Context: an optimization exercise on an open-source flow, tuned for a short achievable clock period and few clock cycles. The choices shown serve that exercise and are no tape-out recipe. At most, simulation tests tie the RTL to the original design; equivalence was not proved. Not every run is shown, and edits may drop behaviour that the tests do not exercise. For run 2, only the layout was checked, not whether the RTL still works. Power is estimated from default activity; no workload was simulated.

===== design/flow/design.v =====
module control(
input rst_cpu,
input [6:0] opcode,
input [2:0] funct3,
input [6:0] funct7,
output reg [2:0] branch,
output reg [2:0] imm_sel,
output reg [1:0] wd_sel,
output reg rd_we,
output reg [2:0] alu_sel,
output reg rs2_sel,
output reg dram_we,
output reg id_re
    );
always@(*) begin
    if(rst_cpu)
        imm_sel = 0;
    else if(opcode == 7'b001_0011 || opcode == 7'b000_0011 || opcode == 7'b110_0111)
        imm_sel = 'b001;
    else if(opcode == 7'b010_0011)
        imm_sel = 'b010;
    else if(opcode == 7'b110_0011)
        imm_sel = 'b011;
    else if(opcode == 7'b011_0111)
        imm_sel = 'b100;
    else if(opcode == 7'b110_1111)
        imm_sel = 'b101;
    else 
        imm_sel = 0;
end   
always@(*) begin
    if(opcode == 7'b001_0011 || opcode == 7'b011_0011)
        wd_sel = 'b00;                                               
    if(opcode == 7'b000_0011)  
        wd_sel = 'b01;                                              
    else if(opcode == 7'b011_0111) 
        wd_sel = 'b11;                                               
    else if(opcode == 7'b110_1111 || opcode == 7'b110_0111) 
        wd_sel = 'b10;                                               
    else 
        wd_sel = 0;
end
always@(*)
begin 
    if(rst_cpu) 
        branch = 0;
    else if(opcode == 7'b110_1111)
        branch = 3'b101;                 
    else if(opcode == 7'b110_0111) 
        branch = 3'b110;                
    else if(opcode == 7'b110_0011)
        begin
            if(funct3 == 3'b000) 
                branch = 3'b001;                    
            else if(funct3 == 3'b101) 
                branch = 3'b011;              
            else if(funct3 == 3'b001) 
                branch = 3'b010;              
            else if(funct3 == 3'b100) 
                branch = 3'b100;              
            else 
                branch = 3'b000;
        end
    else branch = 3'b000;
end
always@(*)
begin
    if(rst_cpu)id_re = 0;
    else if(opcode == 7'b110_1111 || opcode == 7'b011_0111)id_re = 0; 
    else id_re = 1;
end
always@(*) begin
    if(rst_cpu)
        rd_we = 1'b0;
    else if(opcode == 7'b011_0011 || opcode == 7'b001_0011) 
        rd_we = 1'b1;                                    
    else if(opcode == 7'b000_0011 || opcode ==  7'b110_0111 || opcode == 7'b110_1111)
        rd_we = 1'b1;                                    
    else if(opcode == 7'b011_0111) 
        rd_we = 1'b1;                                   
    else 
        rd_we = 1'b0;
end
always@(*) begin
    alu_sel = 'b000;
    if(opcode ==  7'b011_0011) begin
        if(funct3 == 3'b000 && funct7 == 7'b000_0000)            alu_sel = 'b000;
        else if(funct3 == 3'b000 && funct7 == 7'b010_0000)       alu_sel = 'b001;
        else if(funct3 == 3'b001 && funct7 == 7'b000_0000)       alu_sel = 'b101;
        else if(funct3 == 3'b100 && funct7 == 7'b000_0000)       alu_sel = 'b100;
        else if(funct3 == 3'b101 && funct7 == 7'b000_0000)       alu_sel = 'b110;
        else if(funct3 == 3'b101 && funct7 == 7'b010_0000)       alu_sel = 'b111;
        else if(funct3 == 3'b110 && funct7 == 7'b000_0000)       alu_sel = 'b011;
        else if(funct3 == 3'b111 && funct7 == 7'b000_0000)       alu_sel = 'b010;
        else alu_sel = 0;
        end
     else if(opcode == 7'b001_0011) begin
        if(funct3 == 3'b000)                                     alu_sel = 'b000;
        else if(funct3 == 3'b001)                                alu_sel = 'b101;
        else if(funct3 == 3'b100)                                alu_sel = 'b100;
        else if(funct3 == 3'b101 && funct7 == 7'b000_0000)       alu_sel = 'b110;
        else if(funct3 == 3'b101 && funct7 == 7'b010_0000)       alu_sel = 'b111;
        else if(funct3 == 3'b110)                                alu_sel = 'b011;
        else if(funct3 == 3'b111)                                alu_sel = 'b010;
        else alu_sel = 0;
     end
     else if(opcode == 7'b000_0011)                              alu_sel = 'b000; 
     else if(opcode == 7'b110_0111)                              alu_sel = 'b000; 
     else if(opcode == 7'b010_0011)                              alu_sel = 'b000;  
     else if(opcode == 7'b110_0011)                              alu_sel = 'b001; 
end
always@(*) begin
    if(opcode == 7'b011_0011)                                    
        rs2_sel = 1'b0;
    else if(opcode == 7'b110_0011) 
        rs2_sel = 1'b0;
    else 
        rs2_sel = 1'b1;      
end
always@(*) begin
    if(opcode == 7'b010_0011)
        dram_we = 1'b1;
    else 
        dram_we = 1'b0;
end
endmodule
module hazard(
input clk_cpu,
input rst_cpu,
input [4:0]rs1_id,
input [4:0]rs2_id,
input [1:0]wd_sel_ex,
input [4:0]rd_ex,
input [4:0]rd_mem, 
input rd_we_ex,          
input id_re,
input rd_we_mem,
input [4:0]rd_wb,
input rd_we_wb,
output reg [2:0]rD1_sel,
output reg [2:0]rD2_sel,
output reg stop
    );
 reg flag_stop;
    always@(posedge clk_cpu or posedge rst_cpu)
    begin
        if(rst_cpu)
            flag_stop <= 1;
        else if(stop) 
            flag_stop <= 0;     
        else 
            flag_stop <= 1;
    end
always@(*)
begin
	if(rst_cpu == 1)
		rD1_sel = 0;
	else if(rs1_id == rd_ex && rd_we_ex && id_re && rd_ex != 0 && flag_stop) 
		begin if(wd_sel_ex == 'b00 )
			rD1_sel = 'b001 ;
			else
			rD1_sel = 'b010 ;
		end
	else if(rs1_id == rd_mem && rd_we_mem && id_re && rd_mem != 0)
		rD1_sel = 'b011 ;
	else if(rs1_id == rd_wb && rd_we_wb && id_re && rd_wb != 0)
		rD1_sel = 'b100 ;
	else 	rD1_sel = 'b000 ;
end
always@(*)
begin
	if(rst_cpu == 1)
		rD2_sel = 0;
	else if(rs2_id == rd_ex && rd_we_ex && id_re && rd_ex != 0 && flag_stop) 
		begin if(wd_sel_ex == 'b00 )
			rD2_sel = 'b001 ;
			else
			rD2_sel = 'b010 ;
		end
	else if(rs2_id == rd_mem && rd_we_mem && id_re && rd_mem != 0)
		rD2_sel = 'b011 ;
	else if(rs2_id == rd_wb && rd_we_wb && id_re && rd_wb != 0)
		rD2_sel = 'b100 ;
	else 	rD2_sel = 'b000 ;
end
always@(*)
begin		
	if(rst_cpu == 1)
		stop = 0;
	else if(flag_stop && (rs1_id == rd_ex || rs2_id == rd_ex) && rd_we_ex && id_re && wd_sel_ex == 'b01)
		stop = 1;
	else	stop = 0;
end
endmodule
module IF(
input clk_cpu,
input rst_cpu,
input stop,
input pc_sel,
input npc_sel,
input [31:0]pc_imm, 
input [31:0]res_alu,               
input [31:0]inst,               
output reg [31:0]pc
);
always@(posedge clk_cpu or posedge rst_cpu)
begin
    if(rst_cpu) 
        pc <= 32'hffff_fffc;        
    else if(stop)
        pc <= pc;                   
    else if(pc_sel == 'b1) 
        pc <= (res_alu & (~1));       
    else if(npc_sel == 'b1) 
        pc <= pc_imm;
    else 
        pc <= pc + 4;
end
endmodule
module IF_ID(
input clk_cpu,
input rst_cpu,
input [31:0] pc_if,
input [31:0] inst_if,
input flush,
input stop,
output reg[31:0] pc_id,
output reg[31:0] inst_id
);
always@(posedge clk_cpu or posedge rst_cpu)
begin
    if(rst_cpu)
    begin
        inst_id <= 0;
        pc_id <= 32'hffff_fffc;
    end
    else if(stop)begin                             
        inst_id <= inst_id;
        pc_id <= pc_id;
    end                               
    else if(flush) begin                           
        inst_id <= 0;
        pc_id <= 32'hffff_fffc;
    end
    else begin                                    
        pc_id <= pc_if;
        inst_id <= inst_if;
    end
end
endmodule
module ID(                               
input clk_cpu,
input rst_cpu,
input [31:0]inst,                            
input [2:0] imm_sel,
input rd_we_wb,                                
input [31:0] data_wb,                       
input [4:0] rd_wb,
output [31:0] rD1_id,                        
output [31:0] rD2_id,                        
output [31:0] imm_id,                       
output [4:0] rs1_id,
output [4:0] rs2_id,
output [6:0] funct7,
output [2:0] funct3,
output [6:0] opcode,                          
output [4:0] rd_id
);
assign rs1_id = inst[19:15];
assign rs2_id = inst[24:20];
assign funct7 = inst[31:25];
assign funct3 = inst[14:12];
assign opcode = inst[6:0];
assign rd_id = inst[11:7];
assign imm_id = imm_sel == 'b001 ? {{20{inst[31]}},inst[31:20]} : 
            (imm_sel == 'b010 ? {{20{inst[31]}},inst[31:25],inst[11:7]}: 
            (imm_sel == 'b011 ? {{20{inst[31]}},inst[31],inst[7],inst[30:25],inst[11:8]}: 
            (imm_sel == 'b100 ? {inst[31:12],12'b0}:
            {{20{inst[31]}},inst[31],inst[19:12],inst[20],inst[30:21]})));
reg[31:0] Register [31:0];
integer i;
always@(posedge clk_cpu or posedge rst_cpu)           
begin
    if(rst_cpu)
    begin
        for(i = 0;i < 32;i = i + 1)
            Register[i] <= 0;                                   
    end
    else begin
    if(rd_we_wb == 1 && rd_wb != 0)
        begin
            Register[rd_wb] <= data_wb;                       
        end
    end
end
assign rD1_id = (rs1_id == 0) ? 0 : Register[rs1_id];
assign rD2_id = (rs2_id == 0) ? 0 : Register[rs2_id];        
endmodule
module ID_EX(
input clk_cpu,
input rst_cpu,
input rs2_sel_id,
input rd_we_id,
input dram_we_id,
input [2:0] rD1_sel,
input [2:0] rD2_sel,
input [31:0] hazard_ex_res,
input [31:0] hazard_ex_imm,
input [31:0] hazard_mem_data,
input [31:0] hazard_wb_wdata,
input [2:0] alu_sel_id,
input [1:0] wd_sel_id,
input [31:0] pc_id,
input [31:0]rD1_id,
input [31:0]rD2_id,
input [4:0]rd_id,
input [31:0]imm_id,
input [2:0] branch_id,
input flush,
input stop,
output reg rs2_sel_ex,
output reg rd_we_ex,
output reg dram_we_ex,
output reg [1:0] wd_sel_ex,
output reg [2:0] alu_sel_ex,
output reg[31:0] rD1_ex,
output reg[31:0] rD2_ex,
output reg [4:0] rd_ex,
output reg [31:0] pc_ex,
output reg [31:0] imm_ex,
output reg [2:0] branch_ex,
output reg flag_ex
);
always@(posedge clk_cpu or posedge rst_cpu)
begin
    if(rst_cpu)
        flag_ex <= 0;
    else if(flush) 
        flag_ex <= 1;
    else 
        flag_ex <= 0;
end
always@(posedge clk_cpu or posedge rst_cpu)
begin
    if(rst_cpu) 
        branch_ex <= 0;
    else if(stop)
        branch_ex <= branch_ex;
    else if(flush) 
        branch_ex <= 0;
    else 
        branch_ex <= branch_id;
end
always@(posedge clk_cpu or posedge rst_cpu)
begin
    if(rst_cpu) 
        rs2_sel_ex <= 0;
    else if(stop) 
        rs2_sel_ex <= rs2_sel_ex;
    else if(flush) 
        rs2_sel_ex <= 0;
    else 
        rs2_sel_ex <= rs2_sel_id;
end
always@(posedge clk_cpu or posedge rst_cpu)
begin
    if(rst_cpu) 
        alu_sel_ex <= 0;
    else if(stop) 
        alu_sel_ex <= alu_sel_ex;
    else if(flush) 
        alu_sel_ex <= 0;
    else 
        alu_sel_ex <= alu_sel_id;
end
always@(posedge clk_cpu or posedge rst_cpu)
begin
    if(rst_cpu) 
        rd_we_ex <= 0;
    else if(stop)
        rd_we_ex <= rd_we_ex;
    else if(flush) 
        rd_we_ex <= 0;
    else 
        rd_we_ex <= rd_we_id;
end
always@(posedge clk_cpu or posedge rst_cpu)
begin
    if(rst_cpu) 
        dram_we_ex <= 0;
    else if(stop)
        dram_we_ex <= dram_we_ex;
    else if(flush) 
        dram_we_ex <= 0;
    else 
        dram_we_ex <= dram_we_id;
end
always@(posedge clk_cpu or posedge rst_cpu)
begin
    if(rst_cpu) 
        wd_sel_ex <= 0;
    else if(stop) 
        wd_sel_ex <= wd_sel_ex;
    else if(flush) 
        wd_sel_ex <= 0;
    else 
        wd_sel_ex <= wd_sel_id;
end
always@(posedge clk_cpu or posedge rst_cpu)
begin
    if(rst_cpu) 
        rd_ex <= 0;
    else if(stop)
        rd_ex <= rd_ex;
    else if(flush) 
        rd_ex <= 0;
    else 
        rd_ex <= rd_id;
end
always@(posedge clk_cpu or posedge rst_cpu)
begin
    if(rst_cpu)
        pc_ex <= 32'hffff_fffc;
    else if(stop)
        pc_ex <= pc_ex;
    else if(flush) 
        pc_ex <= 32'hffff_fffc;
    else 
        pc_ex <= pc_id;
end
always@(posedge clk_cpu or posedge rst_cpu)
begin
    if(rst_cpu)
        imm_ex <= 0;
    else if(stop)
        imm_ex <= imm_ex;
    else if(flush) 
        imm_ex <= 0;
    else 
        imm_ex <= imm_id;
end
always@(posedge clk_cpu or posedge rst_cpu)
begin
    if(rst_cpu) rD1_ex <= 0;
    else if(stop) rD1_ex <= rD1_ex;
    else if(flush) rD1_ex <= 0;
    else if(rD1_sel == 'b000) rD1_ex <= rD1_id;             
    else if(rD1_sel == 'b001) rD1_ex <= hazard_ex_res;       
    else if(rD1_sel == 'b010) rD1_ex <= hazard_ex_imm;       
    else if(rD1_sel == 'b011) rD1_ex <= hazard_mem_data;     
    else if(rD1_sel == 'b100) rD1_ex <= hazard_wb_wdata;     
end
always@(posedge clk_cpu or posedge rst_cpu)
begin
    if(rst_cpu)rD2_ex <= 0;
    else if(stop) rD2_ex <= rD2_ex;
    else if(flush) rD2_ex <= 0;
    else if(rD2_sel == 'b000) rD2_ex <= rD2_id;
    else if(rD2_sel == 'b001) rD2_ex <= hazard_ex_res;
    else if(rD2_sel == 'b010) rD2_ex <= hazard_ex_imm;
    else if(rD2_sel == 'b011) rD2_ex <= hazard_mem_data;
    else if(rD2_sel == 'b100) rD2_ex <= hazard_wb_wdata;
end
endmodule
module EX(
input rst_cpu,
input [31:0]pc_ex,
input [31:0]rD1_ex, 
input [31:0]rD2_ex,
input [31:0]imm_ex,
input [2:0]alu_sel_ex,
input [2:0]branch_ex,
input rs2_sel_ex,   
output reg [31:0]res_ex,
output [31:0]pc_imm_ex,
output reg flush,
output reg pc_sel,
output reg npc_sel
);
reg [1:0]flag_branch;
wire signed [31:0]data2;
wire signed [31:0]data1;
wire signed [31:0]res_sub;
assign data2 = (rs2_sel_ex == 1'b1 ? imm_ex : rD2_ex);
assign data1 = rD1_ex;
assign res_sub = data1 + (~data2 + 1);  
always@(*) begin                                                           
    if(alu_sel_ex == 'b000)      res_ex = data1 + data2;
    else if(alu_sel_ex == 'b001) res_ex = data1 + ~data2 + 1;
    else if(alu_sel_ex == 'b010) res_ex = data1 & data2;
    else if(alu_sel_ex == 'b011)  res_ex = data1 | data2;
    else if(alu_sel_ex == 'b100) res_ex = data1 ^ data2;
    else if(alu_sel_ex == 'b101) res_ex = (data1 << data2[4:0]);
    else if(alu_sel_ex == 'b110) res_ex = (data1 >> data2[4:0]);
    else if(alu_sel_ex == 'b111) res_ex = (data1 >>> data2[4:0]);
    else res_ex = 0;
    if(res_sub == 0) flag_branch = 'b01;
    else if(data1 < data2) flag_branch = 'b11;
    else if(data1 > data2) flag_branch = 'b10;
    else flag_branch = 0;
end
assign pc_imm_ex = pc_ex + (imm_ex << 1);
always@(*) begin                                                      
    if(rst_cpu)
        flush = 'b0;
    else if(branch_ex == 3'b101)                                     
        flush = 'b1;                                                
    else if(branch_ex == 3'b110)                                     
        flush = 'b1;                                               
    else if(branch_ex == 3'b001 && flag_branch == 'b01)            
        flush = 'b1;
    else if(branch_ex == 3'b010 && flag_branch != 'b01)            
        flush = 'b1;
    else if(branch_ex == 3'b011 && (flag_branch == 'b01 || flag_branch == 'b10))         
        flush = 'b1;
    else if(branch_ex == 3'b100 && flag_branch == 'b11)             
        flush = 'b1;
    else
        flush = 'b0;
end
always@(*)
begin
    if(rst_cpu)
    begin
        pc_sel = 'b0;
        npc_sel = 'b0;
    end
    else if(branch_ex == 3'b101)
    begin
        pc_sel = 'b0;
        npc_sel = 'b1;
    end
    else if(branch_ex == 3'b110)
    begin
        pc_sel = 'b1;
        npc_sel = 'b0;
    end
    else if(branch_ex == 3'b001 && flag_branch == 'b01)
    begin
        pc_sel = 'b0;
        npc_sel = 'b1;
    end
    else if(branch_ex == 3'b010 && flag_branch != 'b01)
    begin
        pc_sel = 'b0;
        npc_sel = 'b1;
    end
    else if(branch_ex == 3'b011 && (flag_branch == 'b01 || flag_branch== 'b10))
        begin
        pc_sel = 'b0;
        npc_sel = 'b1;
    end
    else if(branch_ex == 3'b100 && flag_branch == 'b11)
        begin
        pc_sel = 'b0;
        npc_sel = 'b1;
    end
    else
        begin
        pc_sel = 'b0;
        npc_sel = 'b0;
    end    
end
endmodule
module EX_MEM(
input clk_cpu,
input rst_cpu,
input dram_we_ex,
input rd_we_ex,
input [1:0] wd_sel_ex,
input [4:0] rd_ex,
input [31:0]res_ex,
input [31:0]rD2_ex,
input [31:0]imm_ex,
input [31:0]pc_ex,
input flag_ex,
output reg[31:0]addr_mem,
output reg rd_we_mem,
output reg dram_we_mem,
output reg [1:0]wd_sel_mem,
output reg [4:0]rd_mem,
output reg [31:0]rD2_mem,
output reg [31:0]imm_mem,
output reg [31:0]pc_mem,
output reg flag_mem
);
always@(posedge clk_cpu or posedge rst_cpu) begin
    if(rst_cpu) begin
        addr_mem <= 0;
        rd_we_mem <= 0;
        dram_we_mem <= 0;
        wd_sel_mem <= 0;
        rd_mem <= 0;
        rD2_mem <= 0;
        imm_mem <= 0;
        flag_mem <= 0;
        pc_mem <= 32'hffff_fffc;
    end
    else begin
        addr_mem <= res_ex;
        rd_we_mem <= rd_we_ex;
        dram_we_mem <= dram_we_ex;
        wd_sel_mem <= wd_sel_ex;
        rd_mem <= rd_ex;
        rD2_mem <= rD2_ex;
        imm_mem <= imm_ex;
        flag_mem <= flag_ex;
        pc_mem <= pc_ex;
    end
end
endmodule
module MEM(
input clk_cpu,
input [31:0]addr_mem,
input [31:0]rD2_mem,
input [31:0]imm_mem,
input dram_we_mem,
input [1:0]wd_sel_mem,
input [31:0]dmem_rdata,
output [31:0]wd_data_mem,
output [31:0]hazard_mem_data
);
assign hazard_mem_data = (wd_sel_mem == 'b00 ? addr_mem : (wd_sel_mem == 'b01 ? wd_data_mem : imm_mem));
assign wd_data_mem = dmem_rdata;
endmodule
module MEM_WB(
input clk_cpu,
input rst_cpu,
input rd_we_mem,
input [1:0]wd_sel_mem,
input [31:0]wd_data_mem,
input [31:0]addr_mem,
input [31:0]imm_mem,
input [31:0]pc_mem,
input [4:0] rd_mem,
input flag_mem,
output reg rd_we_wb,
output reg[31:0]data_wb,
output reg[4:0]rd_wb,
output reg [31:0]pc_wb,
output reg have_inst
);
always@(posedge clk_cpu or posedge rst_cpu)
begin
    if(rst_cpu)
        have_inst <= 0;
    else if(pc_wb != pc_mem && ~flag_mem)
        have_inst <= 1;
    else 
        have_inst <= 0;
end
always@(posedge clk_cpu or posedge rst_cpu)
begin
    if(rst_cpu)
        rd_we_wb <= 0;
    else 
        rd_we_wb <= rd_we_mem;
end
always@(posedge clk_cpu or posedge rst_cpu)
begin
    if(rst_cpu)
        rd_wb <= 0;
    else 
        rd_wb <= rd_mem;
end
always@(posedge clk_cpu or posedge rst_cpu)
begin
    if(rst_cpu)
        pc_wb <= 32'hffff_fffc;
    else 
        pc_wb <= pc_mem;
end
always@(posedge clk_cpu or posedge rst_cpu)
begin
    if(rst_cpu) 
        data_wb <= 0;
    else 
    case(wd_sel_mem)
    'b00:data_wb <= addr_mem;
    'b11:data_wb <= imm_mem;
    'b10:data_wb <= pc_mem + 4;
    'b01:data_wb <= wd_data_mem;
    endcase
end
endmodule
module minirv_pipe(
    input clk,
    input rst_n,
    output [13:0] imem_addr,             
    input  [31:0] imem_rdata,            
    output [13:0] dmem_addr,             
    output [31:0] dmem_wdata,            
    output        dmem_we,               
    input  [31:0] dmem_rdata,            
    output        debug_wb_have_inst,    
    output [31:0] debug_wb_pc,           
    output        debug_wb_ena,          
    output [4:0]  debug_wb_reg,          
    output [31:0] debug_wb_value         
);
wire [31:0]inst;
wire [31:0]res;
wire [31:0]wdata;
wire dram_we;
wire [31:0]rdata;
wire [31:0]pc;
assign debug_wb_pc = pc_wb;
assign debug_wb_ena =rd_we_wb ;
assign debug_wb_value =data_wb ;
assign debug_wb_reg = rd_wb;
assign debug_wb_have_inst = have_inst;
wire [31:0] pc_if;
wire [31:0] addr_mem;
wire [31:0] rD2_mem;
wire dram_we_mem;
wire [31:0] pc_wb;
wire rd_we_wb ;
wire [4:0]  rd_wb;
wire [31:0] data_wb ;
wire have_inst;
assign pc = pc_if;
assign res = addr_mem;
assign wdata = rD2_mem;
assign dram_we = dram_we_mem;
wire rst_cpu;
assign rst_cpu = ~rst_n;
wire [31:0]inst_if;
assign inst_if = inst;
wire [31:0]pc_id;
wire [31:0]inst_id;
wire rs2_sel_id;
wire rd_we_id;
wire dram_we_id;
wire [2:0] alu_sel_id;
wire [1:0] wd_sel_id;
wire [31:0] rD1_id;
wire [31:0] rD2_id;
wire [4:0] rs1_id;
wire [4:0] rs2_id;
wire [4:0] rd_id;
wire [31:0] imm_id;
wire rs2_sel_ex;
wire rd_we_ex;
wire dram_we_ex;
wire[1:0] wd_sel_ex;
wire[2:0] alu_sel_ex;
wire[31:0] rD1_ex;
wire[31:0] rD2_ex;
wire[4:0] rs1_ex;
wire[4:0] rs2_ex;
wire[4:0] rd_ex;
wire[31:0] pc_ex;
wire[31:0] imm_ex;
wire [31:0] pc_imm_ex;
wire[31:0] res_ex;
wire npc_sel_ex;
wire pc_sel_ex;
wire rd_we_mem;
wire[1:0] wd_sel_mem;
wire[4:0] rd_mem;
wire [31:0] wd_data_mem;
wire [31:0] imm_mem;
wire [31:0] pc_mem;
wire [4:0] rs1_mem;
wire [4:0] rs2_mem;
wire flush;
wire [2:0] branch_id;
wire [2:0] branch_ex;
wire [31:0] res_ex_risk;
wire [31:0] imm_ex_risk;
wire [31:0] mem_data_risk;
wire [31:0] wb_data_risk;
wire [2:0] rD1_sel;
wire [2:0] rD2_sel;
wire stop;
wire flag_ex;
wire flag_mem;
wire [6:0]funct7;
wire [2:0]funct3;
wire [6:0]opcode;
wire [2:0]imm_sel;
wire id_re;
assign res_ex_risk = res_ex;
assign imm_ex_risk = imm_ex;
assign wb_data_risk = data_wb;
assign imem_addr = pc[15:2];
assign inst = imem_rdata;
assign dmem_addr = res[15:2];
assign dmem_wdata = wdata;
assign dmem_we = dram_we;
assign rdata = dmem_rdata;
IF u_IF(.clk_cpu(clk),
              .rst_cpu(rst_cpu),
              .stop(stop),
              .pc_sel(pc_sel_ex),
              .npc_sel(npc_sel_ex),
              .pc_imm(pc_imm_ex),
              .res_alu(res_ex),
              .pc(pc_if),
              .inst(inst) );
IF_ID u_IF_ID(.clk_cpu(clk),
              .rst_cpu(rst_cpu),
              .pc_if(pc_if),
              .inst_if(inst_if),
              .flush(flush),
              .stop(stop),
              .pc_id(pc_id),
              .inst_id(inst_id) );
ID u_ID(.clk_cpu(clk),
                .rst_cpu(rst_cpu),
                .inst(inst_id),
                .imm_sel(imm_sel),
                .rd_we_wb(rd_we_wb),
                .data_wb(data_wb),
                .rD1_id(rD1_id),
                .rD2_id(rD2_id),
                .imm_id(imm_id),
                .funct3(funct3),
                .funct7(funct7),
                .opcode(opcode),
                .rd_wb(rd_wb),
                .rd_id(rd_id),
                .rs1_id(rs1_id),
                .rs2_id(rs2_id) );
ID_EX u_ID_EX(.clk_cpu(clk),
              .rst_cpu(rst_cpu),
              .rs2_sel_id(rs2_sel_id),
              .rd_we_id(rd_we_id),
              .dram_we_id(dram_we_id),
              .rD1_sel(rD1_sel),
              .rD2_sel(rD2_sel),
              .hazard_ex_res(res_ex_risk),
              .hazard_ex_imm(imm_ex_risk),
              .hazard_mem_data(mem_data_risk),
              .hazard_wb_wdata(wb_data_risk),
              .alu_sel_id(alu_sel_id),
              .wd_sel_id(wd_sel_id),
              .pc_id(pc_id),
              .rD1_id(rD1_id),
              .rD2_id(rD2_id),
              .rd_id(rd_id),
              .imm_id(imm_id),
              .branch_id(branch_id),
              .flush(flush),
              .stop(stop),
              .rs2_sel_ex(rs2_sel_ex),
              .rd_we_ex(rd_we_ex),
              .dram_we_ex(dram_we_ex),
              .wd_sel_ex(wd_sel_ex),
              .alu_sel_ex(alu_sel_ex),
              .rD1_ex(rD1_ex),
              .rD2_ex(rD2_ex),
              .rd_ex(rd_ex),
              .pc_ex(pc_ex),
              .imm_ex(imm_ex),
              .branch_ex(branch_ex),
              .flag_ex(flag_ex) );
EX u_EX(.rst_cpu(rst_cpu),
                  .pc_ex(pc_ex),
                  .rD1_ex(rD1_ex),
                  .rD2_ex(rD2_ex),
                  .imm_ex(imm_ex),
                  .alu_sel_ex(alu_sel_ex),
                  .branch_ex(branch_ex),
                  .rs2_sel_ex(rs2_sel_ex),
                  .res_ex(res_ex),
                  .pc_imm_ex(pc_imm_ex),
                  .flush(flush),
                  .pc_sel(pc_sel_ex),
                  .npc_sel(npc_sel_ex) );
EX_MEM u_EX_MEM(.clk_cpu(clk),
                .rst_cpu(rst_cpu),
                .dram_we_ex(dram_we_ex),
                .rd_we_ex(rd_we_ex),
                .wd_sel_ex(wd_sel_ex),
                .rd_ex(rd_ex),
                .res_ex(res_ex),
                .rD2_ex(rD2_ex),
                .imm_ex(imm_ex),
                .pc_ex(pc_ex),
                .flag_ex(flag_ex),
                .addr_mem(addr_mem),
                .rd_we_mem(rd_we_mem),
                .dram_we_mem(dram_we_mem),
                .wd_sel_mem(wd_sel_mem),
                .rd_mem(rd_mem),
                .rD2_mem(rD2_mem),
                .imm_mem(imm_mem),
                .pc_mem(pc_mem),
                .flag_mem(flag_mem) );
MEM u_MEM(.clk_cpu(clk),
                .addr_mem(addr_mem),
                .rD2_mem(rD2_mem),
                .imm_mem(imm_mem),
                .dram_we_mem(dram_we_mem),
                .wd_sel_mem(wd_sel_mem),
                .dmem_rdata(rdata),
                .wd_data_mem(wd_data_mem),
                .hazard_mem_data(mem_data_risk) );
MEM_WB u_MEM_WB(.clk_cpu(clk),
                .rst_cpu(rst_cpu),
                .rd_we_mem(rd_we_mem),
                .wd_sel_mem(wd_sel_mem),
                .wd_data_mem(wd_data_mem),
                .addr_mem(addr_mem),
                .imm_mem(imm_mem),
                .pc_mem(pc_mem),
                .rd_mem(rd_mem),
                .flag_mem(flag_mem),
                .rd_we_wb(rd_we_wb),
                .data_wb(data_wb),
                .rd_wb(rd_wb),
                .pc_wb(pc_wb),
                .have_inst(have_inst) );
hazard u_hazard(.clk_cpu(clk),
            .rst_cpu(rst_cpu),
            .rs1_id(rs1_id),
            .rs2_id(rs2_id),
            .wd_sel_ex(wd_sel_ex),
            .rd_ex(rd_ex),
            .rd_mem(rd_mem),
            .rd_we_ex(rd_we_ex),
            .id_re(id_re),
            .rd_we_mem(rd_we_mem),
            .rd_wb(rd_wb),
            .rd_we_wb(rd_we_wb),
            .rD1_sel(rD1_sel),
            .rD2_sel(rD2_sel),
            .stop(stop) );
control u_control(.rst_cpu(rst_cpu),
                  .funct3(funct3),
                  .funct7(funct7),
                  .opcode(opcode),
                  .branch(branch_id),
                  .imm_sel(imm_sel),
                  .wd_sel(wd_sel_id),
                  .rd_we(rd_we_id),
                  .alu_sel(alu_sel_id),
                  .rs2_sel(rs2_sel_id),
                  .dram_we(dram_we_id),
                  .id_re(id_re) );
endmodule

===== design/flow/run.sh =====
#!/bin/bash
# synth_recipe.tcl (not shown) runs the flow's synth.tcl, then flattens the netlist and writes it again
# the make line also repeats each setting of config.mk as NAME=value (left out here)
make -C /OpenROAD-flow-scripts/flow DESIGN_CONFIG=/design/flow/config.mk WORK_HOME=/design/flow/orfs CLKGATE_MAP_FILE= SYNTH_SCRIPT=/design/flow/synth_recipe.tcl finish

===== design/flow/config.mk =====
export PLATFORM = sky130hd
export DESIGN_NAME = minirv_pipe
export DESIGN_NICKNAME = minirv_pipe
export VERILOG_FILES = /design/flow/design.v
export SDC_FILE = /design/flow/constraint.sdc
export NUM_CORES = 4
export LEC_CHECK = 0
export CAP_MARGIN = 20
export CORE_MARGIN = 2
export CORE_UTILIZATION = 40
export PLACE_DENSITY = 0.6
export SLEW_MARGIN = 20

===== design/flow/constraint.sdc =====
create_clock -name core_clock -period 10.0 [get_ports {clk}]
set_input_delay 2.0000 -clock core_clock [delete_from_list [all_inputs] [get_ports {clk}]]
set_output_delay 2.0000 -clock core_clock [all_outputs]
set_load 0.01 [all_outputs]

==> out/metrics.cfg, run 1 <==
[clock_network]
htree_levels = 4
cts_buffers = 154

[route]
drt_iter0_drc = 13800
wl_per_cell_um = 40.5
vias = 74100
wl_met2_mm = 175
drt_first_pass_iters = 9

[synth]
avgSynthCellArea_um2 = 10.7
synth_seq_cells = 1443
netlist_instances = 7573
synth_edf_count = 0
synthDistinctLibCells = 89
syn-num-nets = 7789
synth_xor_area_share_pct = 2.00

[global_routing]
grt_overflow = 0
grt_pass1_vias = 70400
grt_use_met3_pct = 14.7
antenna_found_initial = 47
grt_usage_pct = 39.3

[floorplan]
tapCellCount = 2656
rows = 164
start_util_pct = 40.3
core_area_um2 = 200000
die_x_um = 453

[sta]
final.setup.tns_ps = 0
rsz0062_at_grt = no
min_period_over_period_pct = 79.7
relSlewSlack_pct = 15.1

[setup_path]
required_ps = 10710
critPathMaxFanout = 26
cp.arrival_ps = 8670

[cells_and_area]
final_nets = 7709
multi_input_comb_cells = 5312
largest_reg_flops = 992
fill_cells = 18800
regMostFlops = u_ID.Register
seq-cell-share_pct = 39.7

[outcome]
status = no timing/DRC/antenna violations

[power_and_ir_drop]
p_leak_uw = 0.0400

Testbench counts for the RTL of run 1, summed over its fixed seeds: cycles 144,769.
## run 1: power breakdown
part	internal, uW	total [uW]	switching (uW)	leakage [uW]
clock	3390	6060	2670	0.00255
sequential	6280	6720	435	0.0191
combinational	876	2540	1670	0.0183
## run 1: cells in the final DEF, fill, tap and decap left out, types with 172 or more instances in the layout
cell,instances
mux2_2,1057
nand4_1,172
nand2_1,349
mux2i_1,233
a21oi_1,390
nor2_1,336
o21ai_0,286
a22o_1,288
buf_4,246
dfrtp_1,1284
clkdlybuf4s50_1,196
a22oi_1,366
a221oi_1,256
## run 1: worst paths after layout
path                                          from              endpoint  slack [ps]  cells after the start
worst max-delay path            u_ID_EX.rs2_sel_ex            u_IF.pc[0]        2030                     25
worst min-delay path              u_ID_EX.pc_ex[6]    u_EX_MEM.pc_mem[6]         370                      0
worst max register to register  u_ID_EX.rs2_sel_ex            u_IF.pc[0]        2030                     25
worst min register to register    u_ID_EX.pc_ex[6]    u_EX_MEM.pc_mem[6]         370                      0
max in group asynchronous                    rst_n  u_ID.Register[7][20]        5470                      5
min in group asynchronous                    rst_n   u_EX_MEM.rD2_mem[5]        1050                      1
## run 1: synthesized netlist by cell type, drive strengths merged (33+ instances only)
| master | number |
|---|---|
| a32o | 43 |
| o22ai | 41 |
| a22oi | 366 |
| mux2i | 238 |
| o22a | 64 |
| nor2b | 36 |
| o21ai | 292 |
| nand2b | 33 |
| a21oi | 390 |
| clkbuf | 533 |
| nor3 | 149 |
| nand2 | 357 |
| xnor2 | 123 |
| a22o | 288 |
| dfstp | 151 |
| nor4 | 34 |
| a211oi | 74 |
| dfrtp | 1292 |
| xor2 | 61 |
| and3 | 40 |
| nand4 | 172 |
| ha | 147 |
| a222oi | 64 |
| a31oi | 47 |
| nor2 | 412 |
| mux2 | 1057 |
| buf | 155 |
| o211ai | 49 |
| inv | 125 |
| a221oi | 257 |
| a21o | 33 |
| nand3 | 156 |
## run 1: worst max-delay path, delay by kind of cell, from the launching register on
| kind | cells | cell delay (ps) |
|---|---|---|
| AO/OA/AOI/OAI | 7 | 1580 |
| adder cells (fa/ha/maj) | 2 | 1030 |
| buffers and inverters | 6 | 1720 |
| flip-flops | 1 | 710 |
| multiplexers | 1 | 490 |
| AND/OR/NAND/NOR | 9 | 2290 |
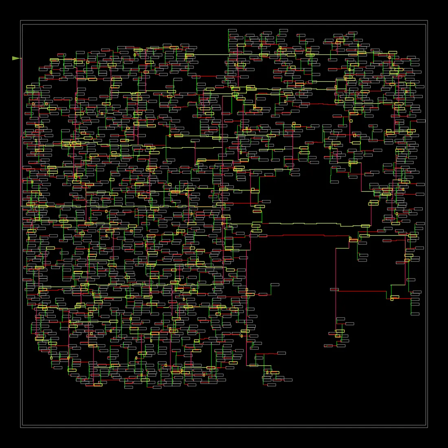
(run_1/clocks.png)
number of sequential cells: 1,443
clk_skew: 56.6 ps
Clock Buffer Count: 211

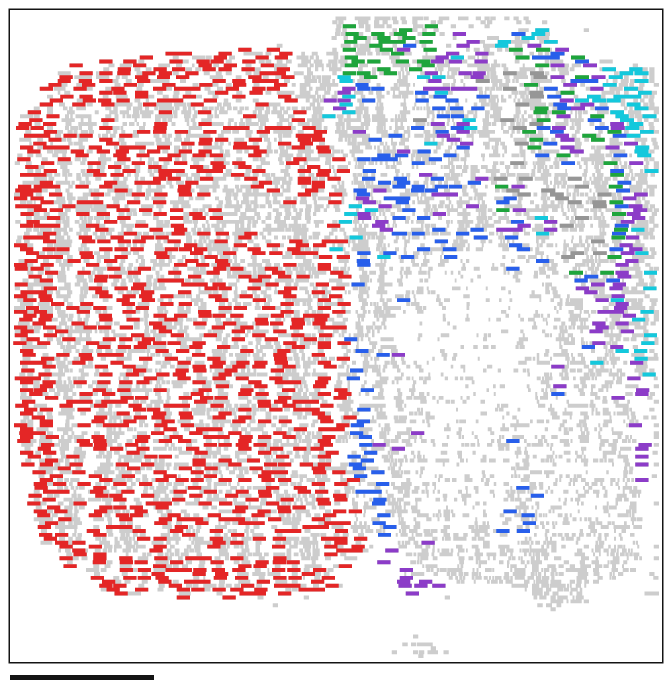
(run_1/by_instance.png)
Scale bar: 100 um. Other sequential cells in the stronger grey, the rest of the logic in the fainter grey.
legend:
  blue:
    scope: u_ID_EX
    placed_flops: 145
  cyan:
    scope: u_MEM_WB
    placed_flops: 71
  purple:
    scope: u_EX_MEM
    placed_flops: 138
  red:
    scope: u_ID
    placed_flops: 992
  green:
    scope: u_IF_ID
    placed_flops: 64
not coloured: 33
Finished Core Util: 45.7%
die area: 205,000 um2
Post-Layout Cell Count: 10.3k

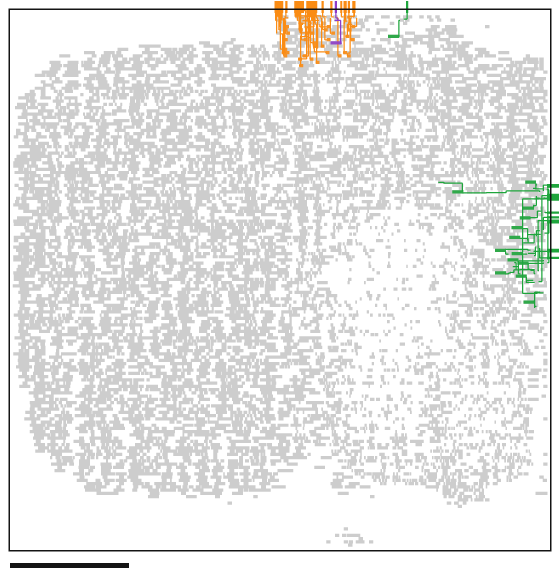
(run_1/io_fan.png)
Scale bar: 100 um.
legend:
  green:
    port: dmem_addr
    bits: 14
    direction: output
    end_cells: 14
    buffers: 14
    wire: 825 um
  purple:
    port: dmem_we
    bits: 1
    direction: output
    end_cells: 1
    buffers: 1
    wire: 34.7 um
  orange:
    port: imem_rdata
    bits: 32
    direction: input
    end_cells: 32
    buffers: 32
    wire: 1,060 um
# IOs: 198
PortBufs: 197

==> run 2: a larger rewrite; changed files in full <==
==> design/flow/design.v <==
module minirv_pipe(
    input clk,
    input rst_n,
    output [13:0] imem_addr,
    input  [31:0] imem_rdata,
    output [13:0] dmem_addr,
    output [31:0] dmem_wdata,
    output        dmem_we,
    input  [31:0] dmem_rdata,
    output        debug_wb_have_inst,
    output [31:0] debug_wb_pc,
    output        debug_wb_ena,
    output [4:0]  debug_wb_reg,
    output [31:0] debug_wb_value
);
localparam OP_LUI = 7'b0110111, OP_JAL = 7'b1101111, OP_JALR = 7'b1100111,
           OP_BR = 7'b1100011, OP_LD = 7'b0000011, OP_ST = 7'b0100011,
           OP_IMM = 7'b0010011, OP_REG = 7'b0110011;
reg [31:0] pc_f;
reg        v_d;
reg [31:0] ir_d, pc_d, ptgt_d;
reg        bp_d;
reg        v_e;
reg [31:0] a_e, b_e, r1_e, sd_e, imm_e, alt_e, ptgt_e, pc_e;
reg        sdfl_e, br_e, jalr_e, bp_e, ld_e, st_e, rdwe_e;
reg [2:0]  f3_e;
reg [4:0]  rd_e;
reg [7:0]  alu_e;    
reg        v_m;
reg [31:0] res_m, sd_m, pc_m;
reg        ld_m, st_m, rdwe_m;
reg [4:0]  rd_m;
reg        v_w;
reg [31:0] val_w, pc_w;
reg        rdwe_w;
reg [4:0]  rd_w;
reg [31:0] rf [1:31];
reg [31:1] rfv;
reg [31:0] ras0, ras1;
reg [1:0]  rasv;
wire [31:0] add_e = a_e + b_e;
wire [31:0] sub_e = a_e - b_e;
wire [31:0] sll_e = a_e << b_e[4:0];
wire [31:0] srl_e = a_e >> b_e[4:0];
wire [31:0] sra_e = $signed(a_e) >>> b_e[4:0];
wire [31:0] res_e = ({32{alu_e[0]}} & add_e) | ({32{alu_e[1]}} & sub_e) |
                    ({32{alu_e[2]}} & (a_e & b_e)) | ({32{alu_e[3]}} & (a_e | b_e)) |
                    ({32{alu_e[4]}} & (a_e ^ b_e)) | ({32{alu_e[5]}} & sll_e) |
                    ({32{alu_e[6]}} & srl_e) | ({32{alu_e[7]}} & sra_e);
wire eq_e = a_e == b_e;
wire lt_e = $signed(a_e) < $signed(b_e);
wire tk_e = f3_e[2] ? (lt_e ^ f3_e[0]) : (eq_e ^ f3_e[0]);
wire [31:0] jt_e = (r1_e + imm_e) & ~32'd1;
wire mis_e = v_e & ((br_e & (tk_e ^ bp_e)) | (jalr_e & (jt_e != ptgt_e)));
wire [31:0] rtgt_e = jalr_e ? jt_e : alt_e;
wire [6:0] op_d = ir_d[6:0];
wire [4:0] rs1_d = ir_d[19:15], rs2_d = ir_d[24:20], rd_d = ir_d[11:7];
wire [2:0] f3_d = ir_d[14:12];
wire d_lui = op_d == OP_LUI, d_jal = op_d == OP_JAL, d_jalr = op_d == OP_JALR,
     d_br = op_d == OP_BR, d_ld = op_d == OP_LD, d_st = op_d == OP_ST,
     d_imm = op_d == OP_IMM, d_reg = op_d == OP_REG;
wire use1_d = !(d_lui | d_jal);
wire use2_d = d_br | d_reg;
wire rdwe_d = d_lui | d_jal | d_jalr | d_ld | d_imm | d_reg;
wire [31:0] immi_d = {{20{ir_d[31]}}, ir_d[31:20]};
wire [31:0] imms_d = {{20{ir_d[31]}}, ir_d[31:25], ir_d[11:7]};
wire [31:0] immu_d = {ir_d[31:12], 12'b0};
wire [31:0] immb_d = {{20{ir_d[31]}}, ir_d[7], ir_d[30:25], ir_d[11:8], 1'b0};
wire [31:0] imm_d = d_lui ? immu_d : d_st ? imms_d : immi_d;
wire alu_reg_imm = d_reg | d_imm;
wire [7:0] alu_d;
assign alu_d[1] = d_reg & f3_d == 3'b000 & ir_d[30];
assign alu_d[0] = !alu_reg_imm | (f3_d == 3'b000 & !alu_d[1]);
assign alu_d[2] = alu_reg_imm & f3_d == 3'b111;
assign alu_d[3] = alu_reg_imm & f3_d == 3'b110;
assign alu_d[4] = alu_reg_imm & f3_d == 3'b100;
assign alu_d[5] = alu_reg_imm & f3_d == 3'b001;
assign alu_d[6] = alu_reg_imm & f3_d == 3'b101 & !ir_d[30];
assign alu_d[7] = alu_reg_imm & f3_d == 3'b101 & ir_d[30];
wire fe1 = v_e & rdwe_e & (rd_e != 5'd0) & (rd_e == rs1_d);
wire fe2 = v_e & rdwe_e & (rd_e != 5'd0) & (rd_e == rs2_d);
wire fm1 = v_m & rdwe_m & (rd_m != 5'd0) & (rd_m == rs1_d);
wire fm2 = v_m & rdwe_m & (rd_m != 5'd0) & (rd_m == rs2_d);
wire fw1 = v_w & rdwe_w & (rd_w != 5'd0) & (rd_w == rs1_d);
wire fw2 = v_w & rdwe_w & (rd_w != 5'd0) & (rd_w == rs2_d);
wire [31:0] mval = ld_m ? dmem_rdata : res_m;
wire [31:0] rf1 = (rs1_d != 5'd0 && rfv[rs1_d]) ? rf[rs1_d] : 32'd0;
wire [31:0] rf2 = (rs2_d != 5'd0 && rfv[rs2_d]) ? rf[rs2_d] : 32'd0;
wire [31:0] r1_d = fe1 ? res_e : fm1 ? mval : fw1 ? val_w : rf1;
wire [31:0] r2_d = fe2 ? res_e : fm2 ? mval : fw2 ? val_w : rf2;
wire stall = v_d & v_e & ld_e & ((use1_d & fe1) | (use2_d & fe2));
wire sdfl_d = d_st & fe2 & ld_e;
wire [31:0] alt_d = pc_d + (bp_d ? 32'd4 : immb_d);
assign imem_addr = pc_f[15:2];
wire [31:0] ir_f = imem_rdata;
wire f_jal  = ir_f[6:0] == OP_JAL;
wire f_br   = ir_f[6:0] == OP_BR;
wire f_jalr = ir_f[6:0] == OP_JALR;
wire [31:0] jimm_f = {{12{ir_f[31]}}, ir_f[19:12], ir_f[20], ir_f[30:21], 1'b0};
wire [31:0] bimm_f = {{20{ir_f[31]}}, ir_f[7], ir_f[30:25], ir_f[11:8], 1'b0};
wire [31:0] pc4_f = pc_f + 32'd4;
wire [31:0] tj_f = pc_f + jimm_f;
wire [31:0] tb_f = pc_f + bimm_f;
wire bp_f = f_br & ir_f[31];
wire lnk_rd_f = ir_f[11:7] == 5'd1 || ir_f[11:7] == 5'd5;
wire lnk_rs_f = ir_f[19:15] == 5'd1 || ir_f[19:15] == 5'd5;
wire push_f = (f_jal | f_jalr) & lnk_rd_f;
wire pop_f = f_jalr & lnk_rs_f & !lnk_rd_f;
wire rp_f = pop_f & rasv[0];
wire [31:0] pnpc_f = f_jal ? tj_f : bp_f ? tb_f : rp_f ? ras0 : pc4_f;
wire adv_f = !stall & !mis_e;
assign dmem_addr = res_m[15:2];
assign dmem_wdata = sd_m;
assign dmem_we = v_m & st_m;
assign debug_wb_have_inst = v_w;
assign debug_wb_pc = pc_w;
assign debug_wb_ena = rdwe_w;
assign debug_wb_reg = rd_w;
assign debug_wb_value = val_w;
always @(posedge clk or negedge rst_n) begin
    if (!rst_n) begin
        pc_f <= 32'd0;
        v_d <= 1'b0;
        v_e <= 1'b0;
        v_m <= 1'b0;
        v_w <= 1'b0;
        rasv <= 2'b00;
        rfv <= 31'd0;
    end else begin
        if (mis_e) pc_f <= rtgt_e;
        else if (!stall) pc_f <= pnpc_f;
        if (mis_e) v_d <= 1'b0;
        else if (!stall) v_d <= 1'b1;
        v_e <= v_d & !mis_e & !stall;
        v_m <= v_e;
        v_w <= v_m;
        if (adv_f) begin
            if (push_f) rasv <= {rasv[0], 1'b1};
            else if (rp_f) rasv <= {1'b0, rasv[1]};
        end
        if (v_w && rdwe_w && rd_w != 5'd0) rfv[rd_w] <= 1'b1;
    end
end
always @(posedge clk) begin
    if (adv_f) begin
        ir_d <= ir_f;
        pc_d <= pc_f;
        bp_d <= bp_f;
        ptgt_d <= pnpc_f;
        if (push_f) begin
            ras0 <= pc4_f;
            ras1 <= ras0;
        end else if (rp_f) begin
            ras0 <= ras1;
        end
    end
    if (!stall) begin
        a_e <= (d_lui) ? 32'd0 : (d_jal | d_jalr) ? pc_d : r1_d;
        b_e <= d_reg | d_br ? r2_d : (d_jal | d_jalr) ? 32'd4 : imm_d;
        r1_e <= r1_d;
        sd_e <= r2_d;
        sdfl_e <= sdfl_d;
        imm_e <= immi_d;
        alt_e <= alt_d;
        ptgt_e <= ptgt_d;
        pc_e <= pc_d;
        br_e <= d_br;
        jalr_e <= d_jalr;
        bp_e <= bp_d;
        ld_e <= d_ld;
        st_e <= d_st;
        rdwe_e <= rdwe_d;
        f3_e <= f3_d;
        rd_e <= rd_d;
        alu_e <= alu_d;
    end
    res_m <= res_e;
    sd_m <= sdfl_e ? dmem_rdata : sd_e;
    pc_m <= pc_e;
    ld_m <= ld_e;
    st_m <= st_e;
    rdwe_m <= rdwe_e;
    rd_m <= rd_e;
    val_w <= mval;
    pc_w <= pc_m;
    rdwe_w <= rdwe_m;
    rd_w <= rd_m;
    if (v_w && rdwe_w && rd_w != 5'd0) rf[rd_w] <= val_w;
end
endmodule
==> design/flow/config.mk <==
export PLATFORM = sky130hd
export DESIGN_NAME = minirv_pipe
export DESIGN_NICKNAME = minirv_pipe
export VERILOG_FILES = /design/flow/design.v
export SDC_FILE = /design/flow/constraint.sdc
export NUM_CORES = 4
export LEC_CHECK = 0
export ABC_CLOCK_PERIOD_IN_PS = 3000
export CAP_MARGIN = 20
export CORE_MARGIN = 2
export CORE_UTILIZATION = 40
export PLACE_DENSITY = 0.6
export SETUP_SLACK_MARGIN = 5
export SLEW_MARGIN = 20
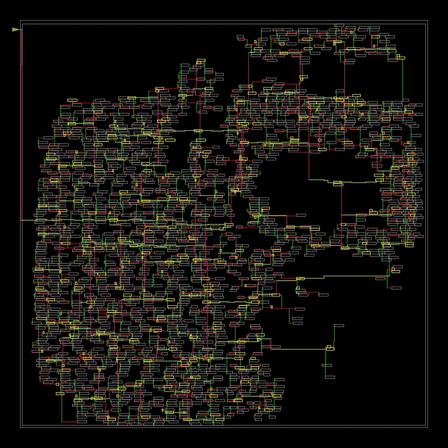
(run_2/clocks.png)
Clock Buffer Count: 215
clk_skew: 75.9 ps
clock sink count: 1,663
CTS Buf Count: 178

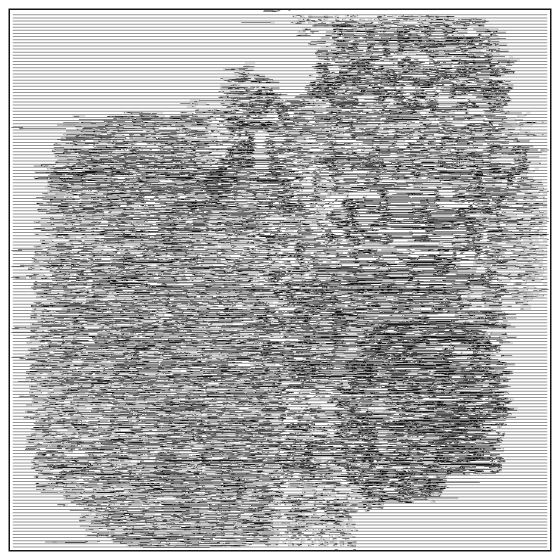
(run_2/layer_met1.png)
Supply wires on this layer in grey.
nets with wire on the layer: 6,485
wire length on this layer: 121 mm
share of all routed wire: 39%
grt met1 use: 35.5%
Total Routed Length: 311 mm
via count: 60.3k

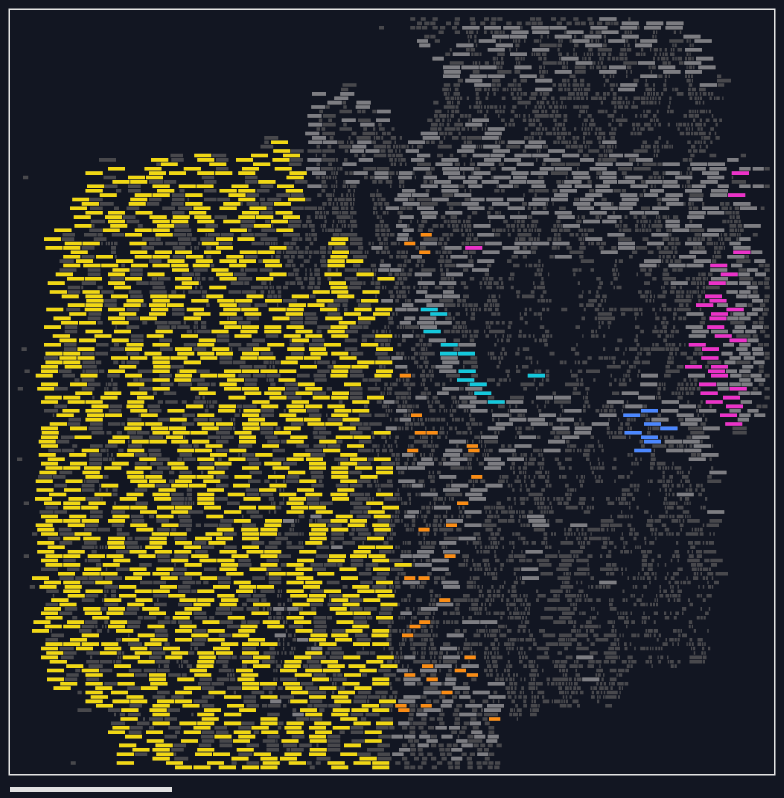
(run_2/flops_by_reg.png)
Scale bar: 100 um. Other sequential cells in the stronger grey, the rest of the logic in the fainter grey.
legend:
  magenta:
    netlist_name: pc_e
    placed_flops: 31
    where: east
  orange:
    netlist_name: res_m
    placed_flops: 32
  yellow:
    netlist_name: rf
    placed_flops: 992
  cyan:
    netlist_name: imm_e
    placed_flops: 12
    where: centre
  blue:
    netlist_name: alu_e
    placed_flops: 8
    where: east
Seq. cell area: 47,800 um2
sequential power: 9270 uW
Finished Core Util: 46.0%
sequential cell area share: 47.8%

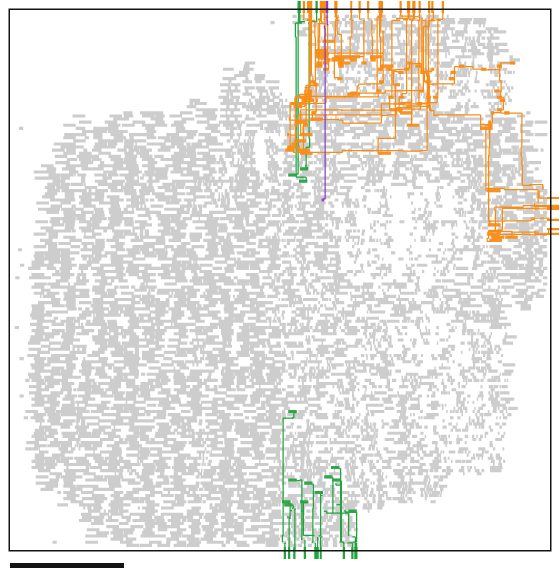
(run_2/io_fan.png)
Scale bar: 100 um.
legend:
  green:
    port: dmem_addr
    bits: 14
    direction: output
    end_cells: 14
    buffers: 14
    wire: 1,200 um
  orange:
    port: imem_rdata
    bits: 32
    direction: input
    end_cells: 97
    buffers: 33
    wire: 4,190 um
  purple:
    port: dmem_we
    bits: 1
    direction: output
    end_cells: 1
    buffers: 1
    wire: 167 um

==> run 2 against run 1 <==
  * Sequential power up 38%
  * Clock skew up 19 ps
  * First-iteration DRC count down 49%
  * Flip-flop and latch count up 220
  * Routed wire length down 25%
  * Combinational power up about 80%
  * Area after synthesis up 8.5%
  * Clock-buffer cell count up 4
  * Worst setup slack better by 3000 ps
  * Fmax up 60%
  * Highest routed layer unchanged
==> out/metrics.cfg, run 2 <==
[route]
drt_iter0_drc = 6997  ; -49%
drt_first_pass_iters = 6  ; -3

[synth]
synth_seq_cells = 1663  ; +15%
synth_commonest_cells = edfxtp_1, mux4_2, nor2_1
synthDistinctLibCells = 96  ; +7.9%
avgSynthCellArea_um2 = 13.7  ; +29%
netlist_instances = 6391  ; -16%

[global_routing]
grt_usage_pct = 27.4  ; -12 points
antenna_found_initial = 17  ; -64%
grt_pass1_vias = 59000  ; -16%
grt_overflow = 0  ; unchanged

[setup_path]
required_ps = 10600  ; -110 ps
path_buf_inv = 3  ; -3
critPathMaxFanout = 38  ; +46%
cp.arrival_ps = 5570  ; -3100 ps
rr_worst_depth = 13  ; -48%
reg2reg_slack_ps = 5030  ; +3000 ps
crit_end = b_e[9]
crit_cells = 13  ; -48%

[cells_and_area]
layout_commonest_cell = edfxtp_1
layout_common_cells = edfxtp_1, mux4_2, nor2_1
largest_reg_flops = 992  ; unchanged
final_cells = 9541  ; -7.2%
final_nets = 6818  ; -12%

[sta]
final.setup.tns_ps = 0  ; unchanged
relSlewSlack_pct = 16.7  ; +1.6 points
min_period_over_period_pct = 49.7  ; -30 points
rsz0062_at_grt = yes

[outcome]
status = no timing/DRC/antenna violations

[floorplan]
core_area_um2 = 217000  ; +8.5%
dieArea_um2 = 223000  ; +8.4%
rows = 171  ; +4.3%
start_util_pct = 40.3  ; about the same
die_x_um = 472  ; +4.1%
boundaryPins = 198  ; unchanged

[worst_hold_path]
whs_path_depth = 0  ; unchanged

[clock_network]
htree_levels = 4  ; unchanged

[place]
place.port_buffers = 197  ; unchanged

## run 2: cell count changes in the layout (fill, tap and decap cells not counted), sizes merged, moves of 136 or more
cell and delta:
a22oi -348, dfxtp +184, dfstp -151, dfrtp -1223, a22o -276, nand4 -136, mux4 +599, mux2 -992
a221oi -243, edfxtp +1410
## run 2: cells by family (layout without fill, tap and decap cells)
logic type | Yosys count | after routing | synth area share (%)
DFF | 1663 | 1663 | 54.5
AOI/OAI and AO/OA | 1408 | 1408 | 10.6
and+or+nand+nor | 1312 | 1315 | 6.88
muxes | 977 | 977 | 20.1
buffers and inverters | 633 | 919 | 2.89
adders and majority gates | 221 | 221 | 3.21
xor gates and xnor gates | 177 | 177 | 1.83
other | 0 | 7 | 0
## run 2: where the power goes
group / leakage, uW / internal [uW] / switching [uW]
Sequential: 0.0156 / 8510 / 757
Combinational: 0.0163 / 1840 / 2730
Clock: 0.00296 / 3820 / 2970
## run 2: cell type report
class / count / area [um2]
fillers: 19100 / 117000
flip-flops and latches: 1663 / 47800
multi-input cells: 4098 / 38100
clock buffers: 215 / 4780
repair buffers: 402 / 3700
well taps: 2854 / 3570
clock inverters: 114 / 1260
inverters: 188 / 706
diodes: 7 / 17.5
## run 2: timing repair
| action | 4_1_cts | 5_1_grt |
|---|---|---|
| gates resized for setup | 45 | 81 |
| buffers inserted | 17 | 9 |
| cloned | 3 | 0 |
| setup endpoints to repair | 348 | 397 |
| pin swaps | 7 | 6 |
## run 2: worst min path at each step
stage	from	to	slack, ps
floorplan	pc_m[0]	pc_w[0]	310
global placement	pc_m[13]	pc_w[13]	310
detailed placement	pc_m[18]	pc_w[18]	310
CTS	pc_m[30]	pc_w[30]	330
global route	pc_m[26]	pc_w[26]	330
finish	pc_m[21]	pc_w[21]	320
## run 2: routing by layer
metal  track usage, %  vias up  share of wire (%)
li1                 -    25500                  -
met1             35.5    31100                 39
met2             45.0     2933                 48
met3             4.65      685                7.6
met4             12.9        8                5.5
met5                0        -              0.020
## run 2: through the flow
step | power (uW) | utilization [%] | hold slack (ps)
after floorplan | 11800 | - | 310
after global placement | 13700 | 42.8 | 310
after detailed placement | 13800 | 42.8 | 312
after CTS | 20600 | 45.8 | 327
after global routing | 21300 | 46.0 | 330
final | 20600 | 46.0 | 320

separate check: timing with driven ports:
How much do the figures lean on ideal ports? The routed layouts below were timed once more, with nothing changed but the port constraints. Step 1 assumes that a clkbuf_16 drives the clock port and a buf_2 every other input. Step 2, shift: input delay + t, output delay - t, t = (earliest + latest rising clock arrival at the registers) / 2. This alone moves slack from input paths to output paths. Three values: no drivers, after step 1, after step 2; two values: the first two.
run | t, ns | setup slack, ns | latest minus earliest clock arrival (ns) | worst slew at a driven data input, ns | cell pins on the clock port's net
run 1 | 0.910 | 2.033 / 2.033 / 2.033 | 0.056 / 0.056 | 0.09 | 1
run 2 | 0.940 | 5.034 / 5.034 / 4.203 | 0.076 / 0.076 | 0.07 | 1
After both steps every run listed still meets setup and hold. For run 2, which loses most, drivers alone change the setup slack by 0.000 ns; drivers and shift together by -0.831 ns.
